Context: an optimization exercise on an open-source flow, tuned for small area, a short achievable clock period and few clock cycles. The choices shown serve that exercise and are no tape-out recipe. Only simulation tests tie the RTL to the original design; equivalence was not proved.

**design.v**
```verilog
module two_bit_counter(
  input wire clock,
  input wire clear,
  input wire increment,
  output reg [1:0] counter,
  output wire last_value
  );
  always @(posedge clock) begin
    casex ({clear, increment})
      2'b00: counter <= counter;
      2'b01: counter <= counter + 2'b01;
      2'b1x: counter <= 2'b00;
    endcase
  end
  assign last_value = (counter == 2'b11);
endmodule
module four_bit_counter(
  input wire clock,
  input wire clear,
  input wire increment,
  output reg [3:0] counter,
  output wire last_value
  );
  always @(posedge clock) begin
    casex ({clear, increment})
      2'b00: counter <= counter;
      2'b01: counter <= counter + 4'b0001;
      2'b1x: counter <= 4'b0000;
    endcase
  end
  assign last_value = (counter == 4'b1111);
endmodule
module element_index_counter(
   input wire en,
   input wire clear,
   input wire clock,
   output reg [3:0] element_index,
   output wire new_vector
  );
  assign new_vector = element_index[3];
  always @(posedge clock) begin
    casex ({clear, new_vector, en})
      3'b000: element_index <= element_index;
      3'b001: element_index <= element_index + 4'b0001;
      3'b01x: element_index <= 4'b0000;
      3'b1xx: element_index <= 4'b0000;
    endcase
  end
endmodule
module column_index_counter(
    input wire en,
    input wire clear,
    input wire clock,
    output reg [1:0] column_index,
    output wire will_reset
  );
  wire clear_counter;
  assign will_reset = (column_index == 2'b10);
  assign clear_counter = clear || will_reset;
  always @(posedge clock) begin
    casex ({clear_counter, en})
      2'b00: column_index <= column_index;
      2'b01: column_index <= column_index + 4'b0001;
      2'b1x: column_index <= 2'b00;
    endcase
  end
endmodule
module row_index_counter(
  input wire clear,
  input wire clock,
  input wire increment,
  output reg [1:0] row_index,
  output wire last_value
);
  assign last_value = (row_index == 2'b10);
  always @ (posedge clock) begin
    casex ({clear, increment})
      2'b00: row_index <= row_index;
      2'b01: row_index <= last_value ? 2'b00 : row_index + 2'b01;
      2'b1x: row_index <= 2'b00;
    endcase
  end
endmodule
module enable_state_controller (
  input wire clear,
  input wire clock,
  input wire go,
  input wire finish,
  output reg enable
);
  always @(posedge clock) begin
    casex ({clear, finish, go})
      3'b000: enable <= enable;
      3'b001: enable <= 1'b1;
      3'b01x: enable <= 1'b0;
      3'b1xx: enable <= 1'b0;
    endcase
  end
endmodule
module vector_cache(
  input wire clock,
  input wire [3:0] address,
  input wire write,
  input wire [15:0] vector_write_element,
  output reg [15:0] vector_read_element
);
  reg [15:0] cache [0:8];
  always @ (posedge clock) begin
    cache[address] <= write ? vector_write_element : cache[address];
  end
  always @ ( * ) begin
    vector_read_element = cache[address];
  end
endmodule
module z_vector_cache(
  input wire clock,
  input wire [3:0] address,
  input wire write,
  input wire [15:0] vector_write_element,
  output reg [15:0] vector_read_element
);
  reg [15:0] cache [0:15];
  always @ (posedge clock) begin
    cache[address] <= write ? vector_write_element : cache[address];
  end
  always @ ( * ) begin
    vector_read_element = cache[address];
  end
endmodule
module dotproduct_mock (
  input wire signed [15:0] a,
  input wire signed [15:0] b,
  input wire signed [31:0] c,
  input wire tc,
  output wire signed [31:0] mac
);
  assign mac = a * b + c;
endmodule
module b_vector_manager(
  input wire en,
  input wire clear,
  input wire clock,
  input wire [15:0] vector_element,
  output reg [9:0] vector_memory_address,
  output reg memory_enable,
  output reg b_element_ready,
  output reg [15:0] b0_element,
  output reg [15:0] b1_element,
  output reg [15:0] b2_element,
  output reg [15:0] b3_element,
  output reg b0_cached,
  output reg b1_cached,
  output reg b2_cached,
  output reg b3_cached,
  output reg last_element
  );
  reg new_element_ready;
  reg b0_finishing;
  reg b1_finishing;
  reg b2_finishing;
  reg b3_finishing;
  reg [3:0] vector_cache_address;
  wire all_b_vectors_cached;
  wire [3:0] element_index;
  wire [1:0] vector_index;
  wire write_b0;
  wire write_b1;
  wire write_b2;
  wire write_b3;
  wire [15:0] cached_b0;
  wire [15:0] cached_b1;
  wire [15:0] cached_b2;
  wire [15:0] cached_b3;
  wire vector_index_on_last_value;
  wire restart_element_index;
  reg _last_element;
  wire reset_vector_index;
  assign all_b_vectors_cached = b0_cached && b1_cached && b2_cached && b3_cached;
  assign reset_vector_index = clear || (vector_index == 2'b11 && restart_element_index);
  assign write_b0 = en && ~b0_cached;
  assign write_b1 = en && ~b1_cached;
  assign write_b2 = en && ~b2_cached;
  assign write_b3 = en && ~b3_cached;
  element_index_counter c0(.en(en), .clock(clock), .clear(clear), .element_index(element_index), .new_vector(restart_element_index));
  two_bit_counter c1(.clock(clock), .clear(reset_vector_index), .increment(restart_element_index), .counter(vector_index), .last_value(vector_index_on_last_value));
  vector_cache b0(.clock(clock), .address(vector_cache_address), .write(write_b0), .vector_write_element(vector_element), .vector_read_element(cached_b0));
  vector_cache b1(.clock(clock), .address(vector_cache_address), .write(write_b1), .vector_write_element(vector_element), .vector_read_element(cached_b1));
  vector_cache b2(.clock(clock), .address(vector_cache_address), .write(write_b2), .vector_write_element(vector_element), .vector_read_element(cached_b2));
  vector_cache b3(.clock(clock), .address(vector_cache_address), .write(write_b3), .vector_write_element(vector_element), .vector_read_element(cached_b3));
  always @(posedge clock) begin
    memory_enable <= clear ? 1'b0 : en;
    vector_memory_address <= clear ? 10'b0 : (all_b_vectors_cached ? 10'b0 : {4'h0, vector_index, element_index});
    vector_cache_address <= clear ? 1'b0 : element_index;
    _last_element <= clear ? 1'b0 : restart_element_index;
    b0_finishing <= clear ? 1'b0 : (vector_index == 2'b00 && restart_element_index);
    b1_finishing <= clear ? 1'b0 : (vector_index == 2'b01 && restart_element_index);
    b2_finishing <= clear ? 1'b0 : (vector_index == 2'b10 && restart_element_index);
    b3_finishing <= clear ? 1'b0 : (vector_index == 2'b11 && restart_element_index);
    last_element <= clear ? 1'b0 : _last_element;
    b0_cached <= clear ? 1'b0 : (b0_finishing ? 1'b1 : b0_cached);
    b1_cached <= clear ? 1'b0 : (b1_finishing ? 1'b1 : b1_cached);
    b2_cached <= clear ? 1'b0 : (b2_finishing ? 1'b1 : b2_cached);
    b3_cached <= clear ? 1'b0 : (b3_finishing ? 1'b1 : b3_cached);
    b0_element <= clear ? 16'b0 : (b0_cached ? cached_b0 : vector_element);
    b1_element <= clear ? 16'b0 : (b1_cached ? cached_b1 : vector_element);
    b2_element <= clear ? 16'b0 : (b2_cached ? cached_b2 : vector_element);
    b3_element <= clear ? 16'b0 : (b3_cached ? cached_b3 : vector_element);
    new_element_ready <= clear ? 1'b0 : en;
    b_element_ready <= clear ? 1'b0 : (new_element_ready ? 1'b1 : 1'b0);
  end
endmodule
module m_vector_manager(
    input wire clock,
    input wire clear,
    input wire en,
    input wire [15:0] vector_element,
    output reg [9:0] vector_memory_address,
    output reg memory_enable,
    input wire m_element_requested,
    output reg m_element_ready,
    output reg [15:0] m_element,
    output wire last_element
  );
  wire filter_vector_index_resetting;
  wire enable;
  enable_state_controller c0(.clock(clock), .clear(clear), .go(m_element_requested), .finish(filter_vector_index_resetting), .enable(enable));
  wire [1:0] layer;
  wire increment_layer;
  assign increment_layer = enable && filter_vector_index_resetting;
  wire new_layer;
  two_bit_counter c1(.clock(clock), .clear(clear), .increment(increment_layer), .counter(layer), .last_value(new_layer));
  wire [1:0] minor_quadrant;
  wire increment_minor_quadrant;
  assign increment_minor_quadrant = enable && increment_layer && new_layer;
  wire new_minor_quadrant;
  two_bit_counter c2(.clock(clock), .clear(clear), .increment(increment_minor_quadrant), .counter(minor_quadrant), .last_value(new_minor_quadrant));
  wire [1:0] major_quadrant;
  wire increment_major_quadrant;
  assign increment_major_quadrant = enable && new_minor_quadrant && increment_minor_quadrant;
  wire new_major_quadrant;
  two_bit_counter c3(.clock(clock), .clear(clear), .increment(increment_major_quadrant), .counter(major_quadrant), .last_value(new_major_quadrant));
  wire [3:0] col;
  assign col = {major_quadrant[1], minor_quadrant[1], major_quadrant[0], minor_quadrant[0]};
  reg [5:0] row;
  reg [2:0] filter_vector_index;
  assign filter_vector_index_resetting = & filter_vector_index;
  assign last_element = filter_vector_index_resetting;
  reg address_set;
  always @(posedge clock) begin
    filter_vector_index <= clear ? 3'b000 : (enable ? filter_vector_index + 3'b001 : filter_vector_index);
    row <= (clear || filter_vector_index_resetting || m_element_requested) ? 6'b000100 + {4'h0, layer} : ( enable ? row + 6'b000100 : row );
    address_set <= clear ? 1'b0 : enable;
    m_element <= clear ? 16'b0 : vector_element;
    m_element_ready <= clear ? 1'b0 : address_set;
    vector_memory_address <= {row, col};
    memory_enable <= clear ? 1'b0 : enable;
  end
endmodule
module filter_memory_manager (
  input wire clock,
  input wire clear,
  input wire en,
  input wire [15:0] vector_element,
  output wire [9:0] vector_memory_address,
  output wire memory_enable,
  output reg memory_write,
  output reg [15:0] filter_write_element,
  input wire m_element_requested,
  output wire m_element_ready,
  output wire [15:0] m_element,
  output wire last_m_element,
  output wire b_element_ready,
  output wire [15:0] b0_element,
  output wire [15:0] b1_element,
  output wire [15:0] b2_element,
  output wire [15:0] b3_element,
  output wire b0_cached,
  output wire b1_cached,
  output wire b2_cached,
  output wire b3_cached,
  output wire last_element
);
  wire [15:0] b_mem_element;
  wire [9:0] b_mem_address;
  wire b_mem_enable;
  wire b_mem_write;
  reg state;
  wire [15:0] m_mem_element;
  wire [9:0] m_mem_address;
  wire m_mem_enable;
  wire m_mem_write;
  wire enabled_request;
  assign enabled_request = state && m_element_requested;
  assign vector_memory_address = state ? m_mem_address : b_mem_address;
  assign memory_enable = state ? m_mem_enable : b_mem_enable;
  assign m_mem_element = state ? vector_element : 16'b0;
  assign b_mem_element = state ? 16'b0 : vector_element;
  b_vector_manager m0(.en(en), .clock(clock), .clear(clear), .vector_element(b_mem_element), .vector_memory_address(b_mem_address), .memory_enable(b_mem_enable), .b_element_ready(b_element_ready), .b0_element(b0_element), .b1_element(b1_element), .b2_element(b2_element), .b3_element(b3_element), .b0_cached(b0_cached), .b1_cached(b1_cached), .b2_cached(b2_cached), .b3_cached(b3_cached), .last_element(last_element));
  m_vector_manager m1(.clock(clock), .clear(clear), .en(en), .vector_element(m_mem_element), .vector_memory_address(m_mem_address), .memory_enable(m_mem_enable), .m_element_requested(enabled_request), .m_element_ready(m_element_ready), .m_element(m_element), .last_element(last_m_element));
  always @(posedge clock) begin
    state <= clear ? 1'b0 : b3_cached;
    memory_write <= 1'b0;
    filter_write_element <= 16'b0;
  end
endmodule
module input_memory_manager(
  input wire en,
  input wire clear,
  input wire clock,
  input wire [15:0] vector_element,
  output reg [15:0] input_write_element,
  output reg [8:0] vector_memory_address,
  output reg memory_enable,
  output reg memory_write,
  output reg a_element_ready,
  output reg [15:0] a0_element,
  output reg [15:0] a1_element,
  output reg [15:0] a2_element,
  output reg [15:0] a3_element
  );
  reg new_element_ready;
  reg a0_cached;
  reg a1_cached;
  reg a2_cached;
  reg a3_cached;
  reg a0_finishing;
  reg a1_finishing;
  reg a2_finishing;
  reg a3_finishing;
  reg [3:0] vector_cache_address;
  wire [1:0] major_quadrant;
  wire [1:0] minor_quadrant;
  wire [1:0] column_index;
  wire [1:0] row_index;
  wire [3:0] element_index;
  wire major_counter_on_last_value;
  wire will_restart_column_counter;
  wire row_counter_on_last_value;
  wire new_vector;
  wire write_a0;
  wire write_a1;
  wire write_a2;
  wire write_a3;
  wire [15:0] cached_a0;
  wire [15:0] cached_a1;
  wire [15:0] cached_a2;
  wire [15:0] cached_a3;
  wire [3:0] column;
  wire [3:0] row;
  reg [3:0] column_base;
  reg [3:0] row_base;
  wire change_major_quadrant;
  wire change_minor_quadrant;
  wire minor_counter_on_last_value;
  assign column = column_base + {2'b00, column_index};
  assign row = row_base + {2'b00, row_index};
  assign change_major_quadrant = row_counter_on_last_value && will_restart_column_counter;
  assign change_minor_quadrant = change_major_quadrant && major_counter_on_last_value;
  assign write_a0 = en && ~a0_cached;
  assign write_a1 = en && ~a1_cached;
  assign write_a2 = en && ~a2_cached;
  assign write_a3 = en && ~a3_cached;
  two_bit_counter major_counter(.clear(clear), .clock(clock), .increment(change_major_quadrant), .last_value(major_counter_on_last_value), .counter(major_quadrant));
  two_bit_counter minor_counter(.clear(clear), .clock(clock), .increment(change_minor_quadrant), .last_value(minor_counter_on_last_value), .counter(minor_quadrant));
  column_index_counter column_counter(.clear(clear), .clock(clock), .en(en), .will_reset(will_restart_column_counter), .column_index(column_index));
  row_index_counter row_counter(.clear(clear), .clock(clock), .increment(will_restart_column_counter), .last_value(row_counter_on_last_value), .row_index(row_index));
  element_index_counter cache_counter(.en(en), .clock(clock), .clear(clear), .element_index(element_index), .new_vector(new_vector));
  vector_cache b0(.clock(clock), .address(vector_cache_address), .write(write_a0), .vector_write_element(vector_element), .vector_read_element(cached_a0));
  vector_cache b1(.clock(clock), .address(vector_cache_address), .write(write_a1), .vector_write_element(vector_element), .vector_read_element(cached_a1));
  vector_cache b2(.clock(clock), .address(vector_cache_address), .write(write_a2), .vector_write_element(vector_element), .vector_read_element(cached_a2));
  vector_cache b3(.clock(clock), .address(vector_cache_address), .write(write_a3), .vector_write_element(vector_element), .vector_read_element(cached_a3));
  always @(posedge clock) begin
    memory_write <= 1'b0;
    input_write_element <= 16'b0;
    memory_enable <= clear ? 1'b0 : (en ? 1'b1 : 1'b0);
    vector_memory_address <= clear ? 4'b0 : {1'b0, row, column};
    vector_cache_address <= clear ? 1'b0 : element_index;
    a0_finishing <= clear ? 1'b0 : (major_quadrant == 2'b00 && change_major_quadrant);
    a1_finishing <= clear ? 1'b0 : (major_quadrant == 2'b01 && change_major_quadrant);
    a2_finishing <= clear ? 1'b0 : (major_quadrant == 2'b10 && change_major_quadrant);
    a3_finishing <= clear ? 1'b0 : (major_quadrant == 2'b11 && change_major_quadrant);
    a0_cached <= (clear || a3_finishing) ? 1'b0 : (a0_finishing ? 1'b1 : a0_cached);
    a1_cached <= (clear || a0_finishing) ? 1'b0 : (a1_finishing ? 1'b1 : a1_cached);
    a2_cached <= (clear || a1_finishing) ? 1'b0 : (a2_finishing ? 1'b1 : a2_cached);
    a3_cached <= (clear || a2_finishing) ? 1'b0 : (a3_finishing ? 1'b1 : a3_cached);
    a0_element <= clear ? 16'b0 : (a0_cached ? cached_a0 : vector_element);
    a1_element <= clear ? 16'b0 : (a1_cached ? cached_a1 : vector_element);
    a2_element <= clear ? 16'b0 : (a2_cached ? cached_a2 : vector_element);
    a3_element <= clear ? 16'b0 : (a3_cached ? cached_a3 : vector_element);
    new_element_ready <= clear ? 1'b0 : en;
    a_element_ready <= clear ? 1'b0 : (new_element_ready ? 1'b1 : 1'b0);
  end
  always @ (major_quadrant, minor_quadrant) begin
    case ({major_quadrant[0], minor_quadrant[0]})
      2'b00: column_base = 4'b0000;
      2'b01: column_base = 4'b0011;
      2'b10: column_base = 4'b0110;
      2'b11: column_base = 4'b1001;
    endcase
    case ({major_quadrant[1], minor_quadrant[1]})
      2'b00: row_base = 4'b0000;
      2'b01: row_base = 4'b0011;
      2'b10: row_base = 4'b0110;
      2'b11: row_base = 4'b1001;
    endcase
  end
endmodule
module first_stage_quadrant(
  input wire clock,
  input wire clear,
  input wire go,
  input wire last_element,
  input wire [1:0] quadrant,
  input wire signed [15:0] b0_element,
  input wire signed [15:0] b1_element,
  input wire signed [15:0] b2_element,
  input wire signed [15:0] b3_element,
  input wire b_element_ready,
  input wire signed [15:0] a0_element,
  input wire signed [15:0] a1_element,
  input wire signed [15:0] a2_element,
  input wire signed [15:0] a3_element,
  input wire a_element_ready,
  output reg [15:0] z_element,
  output reg z_element_ready
  );
  wire enable;
  wire finish_null;
  wire [1:0] active_layer;
  wire next_layer;
  wire active_layer_on_last_value;
  reg signed [15:0] selected_a;
  reg signed [15:0] selected_b;
  reg [31:0] d;
  wire [31:0] mac;
  wire [31:0] c;
  reg vector_finishing;
  wire should_accumulate;
  wire tc;
  assign next_layer = enable && last_element;
  assign should_accumulate = b_element_ready && enable && ~vector_finishing;
  assign c = should_accumulate ? d : 32'b0;
  assign tc = 1'b1;
  assign finish_null = 1'b0;
  enable_state_controller c0(.clock(clock), .clear(clear), .go(go), .finish(finish_null), .enable(enable));
  two_bit_counter c1(.clock(clock), .clear(clear), .increment(next_layer), .counter(active_layer), .last_value(active_layer_on_last_value));
  dotproduct_mock m0(.a(selected_a), .b(selected_b), .c(c), .tc(tc), .mac(mac));
  always @(active_layer, b0_element, b1_element, b2_element, b3_element) begin
    case (active_layer)
      2'b00: selected_b = b0_element;
      2'b01: selected_b = b1_element;
      2'b10: selected_b = b2_element;
      2'b11: selected_b = b3_element;
    endcase
  end
  always @(quadrant, a0_element, a1_element, a2_element, a3_element) begin
    case (quadrant)
      2'b00: selected_a = a0_element;
      2'b01: selected_a = a1_element;
      2'b10: selected_a = a2_element;
      2'b11: selected_a = a3_element;
    endcase
  end
  always @(posedge clock) begin
    d <= clear || ~b_element_ready ? 32'b0 : mac;
    vector_finishing <= clear ? 1'b0 : last_element && enable;
    z_element <= clear ? 16'b0 : (d[31] ? 16'b0 : d[31:16]);
    z_element_ready <= clear ? 1'b0 : vector_finishing;
  end
endmodule
module output_memory_manager (
  input wire clock,
  input wire clear,
  input wire en,
  input wire [15:0] active_z,
  input wire [15:0] active_m,
  input wire next_element,
  input wire last_element,
  output reg [2:0] output_ram_address,
  output reg [15:0] output_ram_data,
  output reg output_ram_enable,
  output reg output_ram_write,
  output reg finished
);
  reg [31:0] w0;
  reg [31:0] w1;
  reg [31:0] w2;
  reg [31:0] w3;
  reg [31:0] w4;
  reg [31:0] w5;
  reg [31:0] w6;
  reg [31:0] w7;
  reg [7:0] selected_w;
  reg [31:0] c;
  wire tc;
  assign tc = 1'b1;
  wire [31:0] mac;
  dotproduct_mock m0(.a(active_z), .b(active_m), .c(c), .tc(tc), .mac(mac));
  reg [5:0] finish_counter;
  reg finishing_computation;
  reg writing_output;
  reg writing_address;
  wire [2:0] next_address;
  assign next_address = output_ram_write ? output_ram_address + 3'b001 : 3'b0;
  always @(posedge clock) begin
    casex ({clear, next_element, selected_w[7]})
      3'b000: selected_w <= selected_w;
      3'b001: selected_w <= selected_w;
      3'b010: selected_w <= selected_w << 1'b1;
      3'b011: selected_w <= 8'h01;
      3'b1xx: selected_w <= 8'h01;
    endcase
    finishing_computation <= clear ? 1'b0 : last_element;
    writing_output <= clear ? 1'b0 : finishing_computation;
    writing_address <= clear ? 1'b0 : writing_output;
    output_ram_enable <= clear ? 1'b0 : writing_address && en && ~(&output_ram_address);
    output_ram_write <= clear ? 1'b0 : writing_address && en && ~(&output_ram_address);
    output_ram_address <= clear ? 3'b000 : (writing_address ? next_address : output_ram_address);
    finished <= clear ? 1'b0 : (output_ram_address == 3'b111 ? 1'b1 : finished);
    w0 <= clear ? 31'b0 : (selected_w[0] && next_element ? mac : w0);
    w1 <= clear ? 31'b0 : (selected_w[1] && next_element ? mac : w1);
    w2 <= clear ? 31'b0 : (selected_w[2] && next_element ? mac : w2);
    w3 <= clear ? 31'b0 : (selected_w[3] && next_element ? mac : w3);
    w4 <= clear ? 31'b0 : (selected_w[4] && next_element ? mac : w4);
    w5 <= clear ? 31'b0 : (selected_w[5] && next_element ? mac : w5);
    w6 <= clear ? 31'b0 : (selected_w[6] && next_element ? mac : w6);
    w7 <= clear ? 31'b0 : (selected_w[7] && next_element ? mac : w7);
    case (next_address)
      3'b000: output_ram_data <= w0[31] ? 16'b0 : w0[31:16];
      3'b001: output_ram_data <= w1[31] ? 16'b0 : w1[31:16];
      3'b010: output_ram_data <= w2[31] ? 16'b0 : w2[31:16];
      3'b011: output_ram_data <= w3[31] ? 16'b0 : w3[31:16];
      3'b100: output_ram_data <= w4[31] ? 16'b0 : w4[31:16];
      3'b101: output_ram_data <= w5[31] ? 16'b0 : w5[31:16];
      3'b110: output_ram_data <= w6[31] ? 16'b0 : w6[31:16];
      3'b111: output_ram_data <= w7[31] ? 16'b0 : w7[31:16];
    endcase
  end
  always @(*) begin
    case (selected_w)
      8'h01: c = w0;
      8'h02: c = w1;
      8'h04: c = w2;
      8'h08: c = w3;
      8'h10: c = w4;
      8'h20: c = w5;
      8'h40: c = w6;
      8'h80: c = w7;
      default: c = w0;
    endcase
  end
endmodule
module second_stage(
  input wire clock,
  input wire en,
  input wire clear,
  input wire [15:0] z0_element,
  input wire [15:0] z1_element,
  input wire [15:0] z2_element,
  input wire [15:0] z3_element,
  input wire z0_element_ready,
  input wire z1_element_ready,
  input wire z2_element_ready,
  input wire z3_element_ready,
  output wire m_element_requested,
  input wire m_element_ready,
  input wire [15:0] m_element,
  input wire last_m_element,
  output wire [15:0] output_ram_data,
  output wire [2:0] output_ram_address,
  output wire output_ram_write,
  output wire output_ram_enable,
  output wire finished
);
  wire write_elements;
  assign write_elements = z0_element_ready || z1_element_ready || z2_element_ready || z3_element_ready;
  wire [3:0] z0_cache_address;
  wire [3:0] z1_cache_address;
  wire [3:0] z2_cache_address;
  wire [3:0] z3_cache_address;
  wire [3:0] z0_store_address;
  wire [3:0] z1_store_address;
  wire [3:0] z2_store_address;
  wire [3:0] z3_store_address;
  wire [15:0] z0_cache_element;
  wire [15:0] z1_cache_element;
  wire [15:0] z2_cache_element;
  wire [15:0] z3_cache_element;
  wire [3:0] cache_read_address;
  reg final_m_element;
  wire finishing_cache_index;
  wire [1:0] selected_cache;
  wire last_cache;
  reg start_dotproduct;
  reg fetching_z;
  reg z_element_ready;
  reg [15:0] z_element;
  reg finishing_supply;
  wire increment_cache;
  assign increment_cache = finishing_cache_index && final_m_element;
  assign m_element_requested = write_elements;
  assign z0_cache_address = fetching_z ? cache_read_address : z0_store_address;
  assign z1_cache_address = fetching_z ? cache_read_address : z1_store_address;
  assign z2_cache_address = fetching_z ? cache_read_address : z2_store_address;
  assign z3_cache_address = fetching_z ? cache_read_address : z3_store_address;
  four_bit_counter c0(.clock(clock), .clear(clear), .increment(z0_element_ready), .counter(z0_store_address), .last_value());
  z_vector_cache z0(.clock(clock), .address(z0_cache_address), .write(write_elements), .vector_write_element(z0_element), .vector_read_element(z0_cache_element));
  four_bit_counter c1(.clock(clock), .clear(clear), .increment(z1_element_ready), .counter(z1_store_address), .last_value());
  z_vector_cache z1(.clock(clock), .address(z1_cache_address), .write(write_elements), .vector_write_element(z1_element), .vector_read_element(z1_cache_element));
  four_bit_counter c2(.clock(clock), .clear(clear), .increment(z2_element_ready), .counter(z2_store_address), .last_value());
  z_vector_cache z2(.clock(clock), .address(z2_cache_address), .write(write_elements), .vector_write_element(z2_element), .vector_read_element(z2_cache_element));
  four_bit_counter c3(.clock(clock), .clear(clear), .increment(z3_element_ready), .counter(z3_store_address), .last_value());
  z_vector_cache z3(.clock(clock), .address(z3_cache_address), .write(write_elements), .vector_write_element(z3_element), .vector_read_element(z3_cache_element));
  four_bit_counter c4(.clock(clock), .clear(clear), .increment(final_m_element), .counter(cache_read_address), .last_value(finishing_cache_index));
  two_bit_counter c5(.clock(clock), .clear(clear), .increment(increment_cache), .counter(selected_cache), .last_value(last_cache));
  output_memory_manager m0(.clock(clock), .clear(clear), .en(en), .active_z(z_element), .active_m(m_element), .next_element(m_element_ready), .last_element(finishing_supply), .output_ram_address(output_ram_address), .output_ram_data(output_ram_data), .output_ram_enable(output_ram_enable), .output_ram_write(output_ram_write), .finished(finished));
  always @(posedge clock) begin
    start_dotproduct <= clear ? 1'b0 : write_elements;
    fetching_z <= clear ? 1'b0 : start_dotproduct;
    z_element_ready <= clear ? 1'b0 : fetching_z;
    final_m_element <= clear ? 1'b0 : last_m_element;
    finishing_supply <= clear ? 1'b0 : last_cache && finishing_cache_index;
    case (selected_cache)
      2'b00: z_element <= fetching_z ? z0_cache_element : z_element;
      2'b01: z_element <= fetching_z ? z1_cache_element : z_element;
      2'b10: z_element <= fetching_z ? z2_cache_element : z_element;
      2'b11: z_element <= fetching_z ? z3_cache_element : z_element;
    endcase
  end
endmodule
module MyDesign (
  output wire                  dut__xxx__finish   ,
  input  wire                 xxx__dut__go       ,
  output wire  [ 9:0]          dut__bvm__address  ,
  output wire                  dut__bvm__enable   ,
  output wire                  dut__bvm__write    ,
  output wire [15:0]          dut__bvm__data     ,   
  input  wire [15:0]          bvm__dut__data     ,   
  output wire  [ 8:0]          dut__dim__address  ,
  output wire                  dut__dim__enable   ,
  output wire                  dut__dim__write    ,
  output wire [15:0]          dut__dim__data     ,   
  input  wire [15:0]          dim__dut__data     ,   
  output wire  [ 2:0]          dut__dom__address  ,
  output wire  [15:0]          dut__dom__data     ,   
  output wire                  dut__dom__enable   ,
  output wire                  dut__dom__write    ,
  input  wire                 clk             ,
  input  wire                 reset
  );
  wire global_enable;
  wire finished;
  assign dut__xxx__finish = finished;
  enable_state_controller m0(.clear(reset), .clock(clk), .go(xxx__dut__go), .finish(finished), .enable(global_enable));
  wire b_element_ready;
  wire [15:0] b0_element;
  wire [15:0] b1_element;
  wire [15:0] b2_element;
  wire [15:0] b3_element;
  wire b0_cached;
  wire b1_cached;
  wire b2_cached;
  wire b3_cached;
  wire last_element;
  wire m_element_requested;
  wire m_element_ready;
  wire [15:0] m_element;
  wire last_m_element;
  filter_memory_manager m1(.en(global_enable), .clear(reset), .clock(clk), .vector_element(bvm__dut__data), .vector_memory_address(dut__bvm__address), .memory_enable(dut__bvm__enable), .memory_write(dut__bvm__write), .filter_write_element(dut__bvm__data), .b_element_ready(b_element_ready), .b0_element(b0_element), .b1_element(b1_element), .b2_element(b2_element), .b3_element(b3_element), .b0_cached(b0_cached), .b1_cached(b1_cached), .b2_cached(b2_cached), .b3_cached(b3_cached), .last_element(last_element), .m_element_requested(m_element_requested), .m_element_ready(m_element_ready), .m_element(m_element), .last_m_element(last_m_element));
  wire a_element_ready;
  wire [15:0] a0_element;
  wire [15:0] a1_element;
  wire [15:0] a2_element;
  wire [15:0] a3_element;
  input_memory_manager m2(.en(global_enable), .clear(reset), .clock(clk), .vector_element(dim__dut__data), .vector_memory_address(dut__dim__address), .memory_enable(dut__dim__enable), .memory_write(dut__dim__write), .input_write_element(dut__dim__data), .a_element_ready(a_element_ready), .a0_element(a0_element), .a1_element(a1_element), .a2_element(a2_element), .a3_element(a3_element));
  wire [15:0] z0_element;
  wire z0_element_ready;
  wire [1:0] quadrant_0;
  assign quadrant_0 = 2'b00;
  first_stage_quadrant q00(.clock(clk), .clear(reset), .go(xxx__dut__go), .last_element(last_element), .quadrant(quadrant_0), .b0_element(b0_element), .b1_element(b1_element), .b2_element(b2_element), .b3_element(b3_element), .b_element_ready(b_element_ready), .a0_element(a0_element), .a1_element(a1_element), .a2_element(a2_element), .a3_element(a3_element), .a_element_ready(a_element_ready), .z_element(z0_element), .z_element_ready(z0_element_ready));
  wire [15:0] z1_element;
  wire z1_element_ready;
  wire [1:0] quadrant_1;
  assign quadrant_1 = 2'b01;
  first_stage_quadrant q01(.clock(clk), .clear(reset), .go(b0_cached), .last_element(last_element), .quadrant(quadrant_1), .b0_element(b0_element), .b1_element(b1_element), .b2_element(b2_element), .b3_element(b3_element), .b_element_ready(b_element_ready), .a0_element(a0_element), .a1_element(a1_element), .a2_element(a2_element), .a3_element(a3_element), .a_element_ready(a_element_ready), .z_element(z1_element), .z_element_ready(z1_element_ready));
  wire [15:0] z2_element;
  wire z2_element_ready;
  wire [1:0] quadrant_2;
  assign quadrant_2 = 2'b10;
  first_stage_quadrant q10(.clock(clk), .clear(reset), .go(b1_cached), .last_element(last_element), .quadrant(quadrant_2), .b0_element(b0_element), .b1_element(b1_element), .b2_element(b2_element), .b3_element(b3_element), .b_element_ready(b_element_ready), .a0_element(a0_element), .a1_element(a1_element), .a2_element(a2_element), .a3_element(a3_element), .a_element_ready(a_element_ready), .z_element(z2_element), .z_element_ready(z2_element_ready));
  wire [15:0] z3_element;
  wire z3_element_ready;
  wire [1:0] quadrant_3;
  assign quadrant_3 = 2'b11;
  first_stage_quadrant q11(.clock(clk), .clear(reset), .go(b2_cached), .last_element(last_element), .quadrant(quadrant_3), .b0_element(b0_element), .b1_element(b1_element), .b2_element(b2_element), .b3_element(b3_element), .b_element_ready(b_element_ready), .a0_element(a0_element), .a1_element(a1_element), .a2_element(a2_element), .a3_element(a3_element), .a_element_ready(a_element_ready), .z_element(z3_element), .z_element_ready(z3_element_ready));
  second_stage s0(.clock(clk), .clear(reset), .en(global_enable), .z0_element(z0_element), .z1_element(z1_element), .z2_element(z2_element), .z3_element(z3_element), .z0_element_ready(z0_element_ready), .z1_element_ready(z1_element_ready), .z2_element_ready(z2_element_ready), .z3_element_ready(z3_element_ready), .m_element_requested(m_element_requested), .m_element_ready(m_element_ready), .m_element(m_element), .last_m_element(last_m_element), .output_ram_data(dut__dom__data), .output_ram_address(dut__dom__address), .output_ram_write(dut__dom__write), .output_ram_enable(dut__dom__enable), .finished(finished));
endmodule
```
**run.sh**
```bash
#!/bin/bash
# synth_recipe.tcl (not shown) runs the flow's synth.tcl, then flattens the netlist and writes it again
# the make line also repeats each setting of config.mk as NAME=value (left out here)
make -C /OpenROAD-flow-scripts/flow DESIGN_CONFIG=/design/flow/config.mk WORK_HOME=/design/flow/orfs CLKGATE_MAP_FILE= SYNTH_SCRIPT=/design/flow/synth_recipe.tcl finish
```
**config.mk**
```make
export PLATFORM = sky130hd
export DESIGN_NAME = MyDesign
export DESIGN_NICKNAME = MyDesign
export VERILOG_FILES = /design/flow/design.v
export SDC_FILE = /design/flow/constraint.sdc
export NUM_CORES = 4
export LEC_CHECK = 0
export CAP_MARGIN = 20
export CORE_MARGIN = 2
export CORE_UTILIZATION = 30
export SLEW_MARGIN = 20
```
**constraint.sdc**
```tcl
create_clock -name core_clock -period 9.0 [get_ports {clk}]
set_input_delay 1.8000 -clock core_clock [delete_from_list [all_inputs] [get_ports {clk}]]
set_output_delay 1.8000 -clock core_clock [all_outputs]
set_load 0.01 [all_outputs]
```
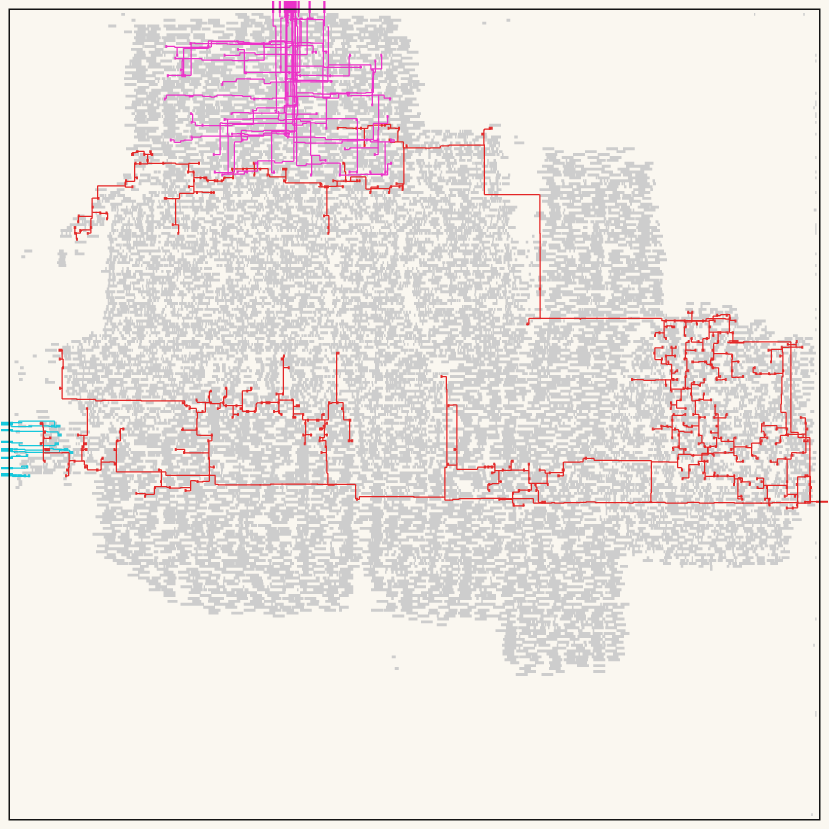
Figure 1: port wiring.
dim__dut__data: drawn in magenta, direction input, end cells 80, wire 4710 um. dut__bvm__address: drawn in cyan, direction output, end cells 10, wire 403 um. reset: drawn in red, direction input, end cells 441, wire 6370 um.

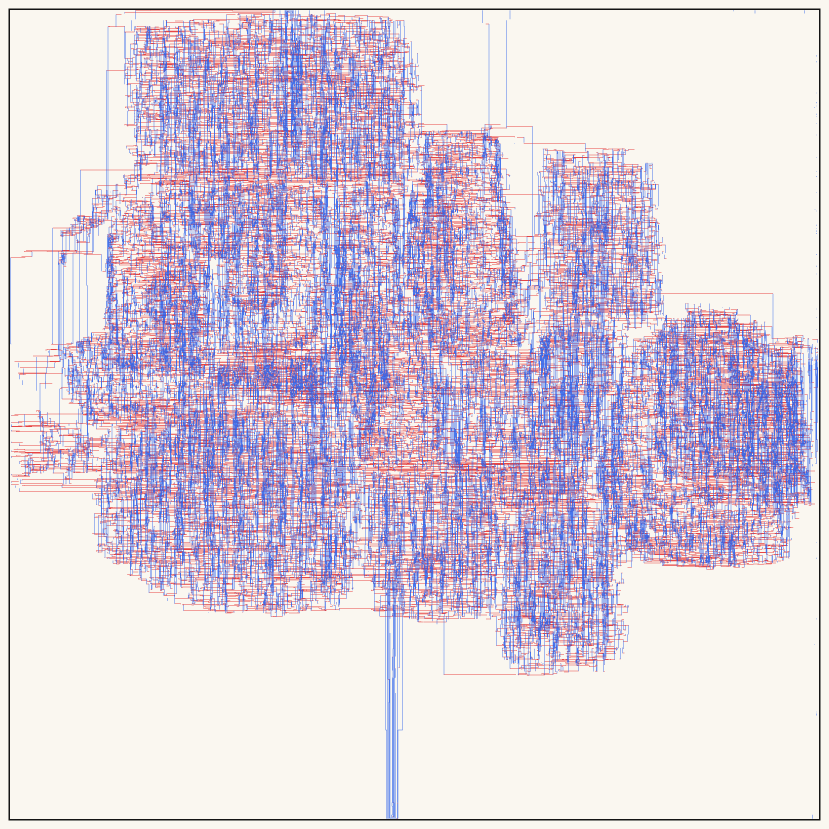
Figure 2: wiring by layer.
Only two layers are drawn.
metal 1: drawn in red, wire length 192 mm. metal 2: drawn in blue, wire length 207 mm.
routed via count: 101000
final wirelength: 443000 um
Wirelength per Cell: 21.3 um
Tot GR Track Use: 0.154

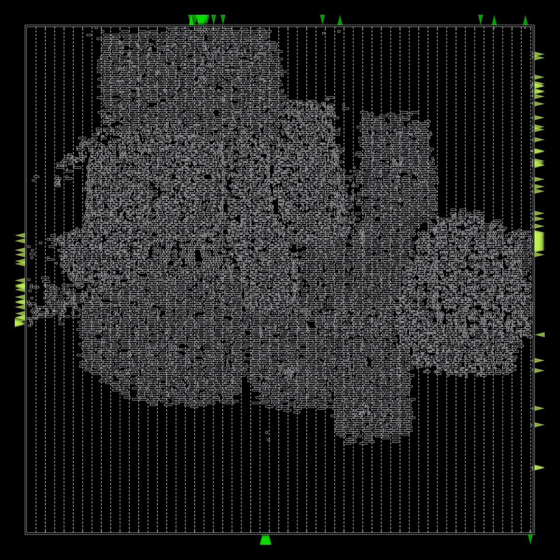
Figure 3: cell placement.
# rows: 275
# fillers: 55000
FFs & Latches: 2946
fraction of area in registers: 0.433

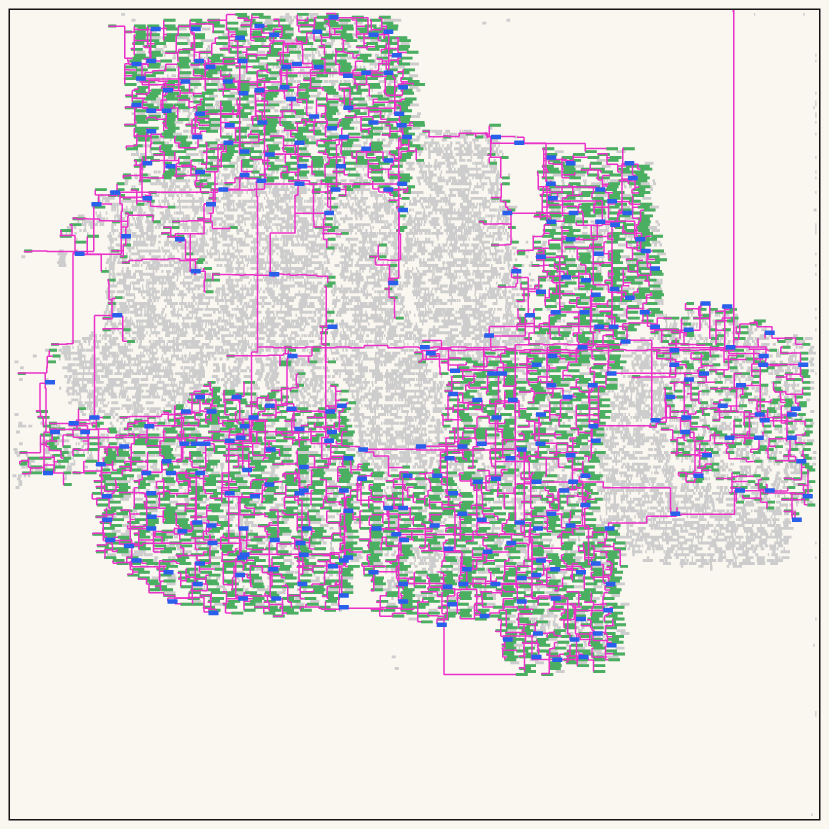
Figure 4: clock wires, drivers and flops.
flip-flops: drawn in green, count 2946. clock wires: drawn in magenta, length 37.5 mm. clock drivers: drawn in blue, count 310.
There are 311 routed clock nets.

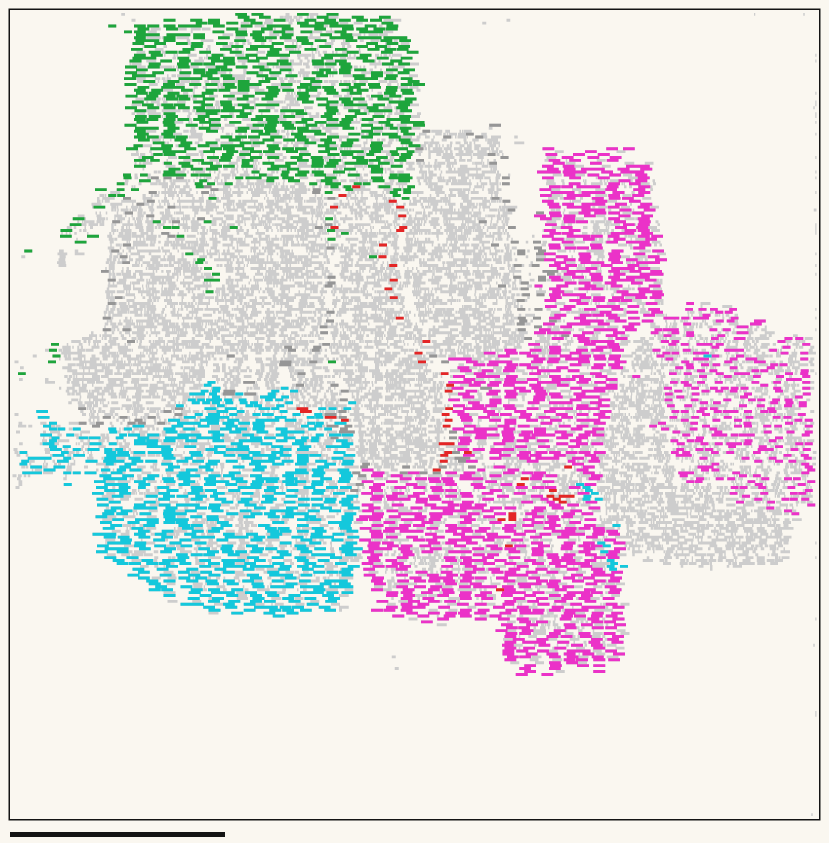
Figure 5: sequential cells coloured by instance or generate block.
Bar = 200 um.
m1: drawn in cyan, sequential cells 712. s0: drawn in magenta, sequential cells 1353. m2: drawn in green, sequential cells 672. q10: drawn in red, sequential cells 52, where middle.

==> results.cfg <==
[critical_path]
worstPathRequired_ns = 9.77
cp.depth = 25
reg2reg_depth = 25
path_class = reg -> reg
cp_max_fo = 49
cp_slowest_cell = or4_2
endpoint = s0.m0.w1[31]$_SDFFE_PP0P_
crit_path_start_kind = flop
cp_common_cell = fa_1
ff2ff_setup_slack_ns = 0.87
cp-startpoint = s0.m0.selected_w[6]$_SDFFCE_PP0N_
max_stage_delay_ns = 0.80
crit_arrival_ns = 8.91
cp_top_family = adder cells
worst-path-buf-inv = 5
worst_setup_path_end_kind = flop
reg2reg_to = s0.m0.w1[31]$_SDFFE_PP0P_
regToRegStartpoint = s0.m0.selected_w[6]$_SDFFCE_PP0N_

[cts]
cts_sinks = 2946
htree_levels = 5
clk_path_buf_depth = 4
numCtsBuffers = 310
clk_pin_slew_worst_paths_ns = 0.07
post-cts-setup-buffers = 0
cts_resized = 0
cts_root_buf = clkbuf_16
cts_tree = yes

[finish]
nets = 15100
multi_input_area_um2 = 78500
fin_area_um2 = 189000
clkCellAreaFrac = 0.0526
final_util = 0.337
register_area_um2 = 81700
multi_input_comb_cells = 7726
layout.nonclk_buf_frac = 0.0158
multi_input_area_share = 0.416
n_all_inverters = 1695
final_cells = 20800
layout.area.top_class = flip-flops and latches
nClkBuffers = 423
syn_to_final_growth_pct = 12.1

[sta]
worstMarginPinSlew_ns = 1.20
fin_ws_ns = 0.867
final-hold-violation-count = 0
drv_slew = 0
finalCritPeriodShare = 0.904
fin_crit_ns = 8.13
finalSetupTns_ns = 0
max_freq_ghz = 0.123
setup_viol = 0
relSlewSlack = 0.198
rsz0062_at_grt = false
whs_ns = 0.345
skew_ns = 0.0537

[detailed_routing]
ant_nets = 0
viasPerCell = 4.87
route.detailed.drc = 0
drt-initial-drc-count = 10100
dr.pass1.iters = 17

[logic_synthesis]
syn_avg_cell_area_um2 = 13.0
syn_area_um2 = 168000
async_flop_share = 0
synth_cell_types = 72
postSynthCellCount = 13000
synth_edf_count = 2266
yosysSeqAreaShare = 0.485
synth_flop_cell = edfxtp_1
synth-seq-cells = 2946
synth-warning-count = 15

[floorplanning]
pin_count = 112
initial_core_util = 0.301
coreArea_um2 = 560000
tap_cells = 7479
die_area_um2 = 568000
die_x_um = 753
die_h_um = 753

[power]
comb-power_w = 0.00956
p_switching_w = 0.0118
seq_power_share = 0.423
seq_power_w = 0.0163
p_clk_w = 0.0127
p_leak_nw = 72.6
combPwrFrac = 0.248
power_density_nw_per_um2 = 204
clkPwrFrac = 0.329
internal_power_w = 0.0267
power.group.top = sequential cells
switching_share = 0.307
power_w = 0.0385
peakVddDrop_v = 0.000159

[min_path]
hold_start = m1.m1.row[1]$_DFFE_PP_
whs_endpoint = m1.m1.vector_memory_address[5]$_DFF_P_
hold_path.class = reg -> reg
hold-path-cell-count = 0

[global_routing]
grt_max_degree = 89
antenna_found_initial = 45
grt_pass1_vias = 104000
overflow = 0
grt_pass1_wl_um = 673000

[placement]
place_ws_ns = 0.877
dp_cells = 20200
numPortBuffers = 75
postPlaceCellArea_um2 = 179000

[run_status]
outcome = timing/DRC/antenna clean

[flow_run]
drv_cap = 0
Testbench counts, summed over its fixed seeds: cycles 19,896.
registers in the layout (all words and copies together), names as in the netlist, 144 cells and up:
signal          cells
m1.m0.b1.cache    144
s0.z3.cache       256
m1.m0.b3.cache    144
m1.m0.b2.cache    144
m2.b1.cache       144
m2.b2.cache       144
s0.z0.cache       256
s0.z1.cache       256
m1.m0.b0.cache    144
m2.b0.cache       144
s0.z2.cache       256
m2.b3.cache       144
routing by layer:
metal,global-route usage,part of all wire,routed length [um],vias up
met4,0.0412,0.027,12200,10
li1,-,-,-,44400
met1,0.214,0.43,192000,52500
met5,0,0.00014,60,-
met3,0.0249,0.072,32100,699
met2,0.250,0.47,207000,3495
placed cells by master (no fill, tap or decap), types with 71 or more instances in the layout:
cell type	count
a211oi_1	106
a21oi_1	436
a222oi_1	110
a22o_1	73
a31oi_1	101
and2_1	910
buf_4	284
clkbuf_1	77
clkbuf_16	317
clkdlybuf4s50_1	74
dfxtp_1	671
edfxtp_1	2266
fa_1	1462
ha_1	543
inv_1	1688
mux2_2	196
mux2i_1	240
mux4_2	512
nand2_1	1175
nand2b_1	71
nand3_1	83
nor2_1	761
o21ai_0	198
xnor2_1	153
cells in the mapped netlist, drive strengths merged, types with 6 or more instances:
cell type,instances,area (um^2)
edfxtp,2266,68000
inv,1693,6350
fa,1462,29300
nand2,1176,4410
and2,910,5690
nor2,786,2950
dfxtp,680,13600
ha,543,6790
mux4,512,11500
clkbuf,500,1880
a21oi,438,2190
mux2i,268,2690
o21ai,207,1040
mux2,196,2210
buf,158,828
xnor2,154,1360
a222oi,110,1100
a211oi,106,796
a31oi,101,632
nand3,83,415
a22o,73,639
nand2b,71,444
nor3,66,330
nor2b,57,357
xor2,56,490
a221oi,45,394
a21o,41,308
or2,31,194
o21a,23,173
o21bai,14,105
a22oi,13,97.6
and3,12,75.1
nand4,12,75.1
or3,12,75.1
nor4,11,68.8
a21boi,10,75.1
o31a,9,78.8
nor3b,8,60.1
a211o,6,52.6
o22ai,6,37.5
o31ai,6,45.0
logic make-up (layout without fill, tap and decap cells):
group	count (synthesis)	in the layout	synth area share
compound gates	1240	1240	0.0478
buf+inv	2353	2627	0.0538
xor+xnor	210	210	0.0110
flops	2946	2946	0.485
other cells	1	44	0.0000223
mux	976	976	0.0975
fa+ha+maj	2005	2005	0.214
simple gates	3259	3259	0.0912

[what the ideal ports hide]
The flow's constraints put no driver on any port. The routed layout listed below was extracted and timed again, unchanged, in two steps.
Step 1 (the two cells are an assumption about what drives the block):
set clk [get_ports {clk}]
set_driving_cell -lib_cell sky130_fd_sc_hd__clkbuf_16 $clk
set_driving_cell -lib_cell sky130_fd_sc_hd__buf_2 [delete_from_list [all_inputs] $clk]
Step 2 moves the port delays by t, midway between the first and last clock arrival at a register: inputs arrive t later, outputs are due t later. That takes back most of the time a late clock gives input paths.
Three values: no drivers, after step 1, after step 2; two values: the first two.
t, ns: 1.046
setup slack, ns: 0.867 / 0.867 / 0.867
worst hold slack (ns): 0.345 / 0.345 / 0.345
pins driven straight from the clock port: 1
After both steps setup and hold are still met in this run. The setup slack of this run moves by 0.000 ns with the drivers and by 0.000 ns with both steps.
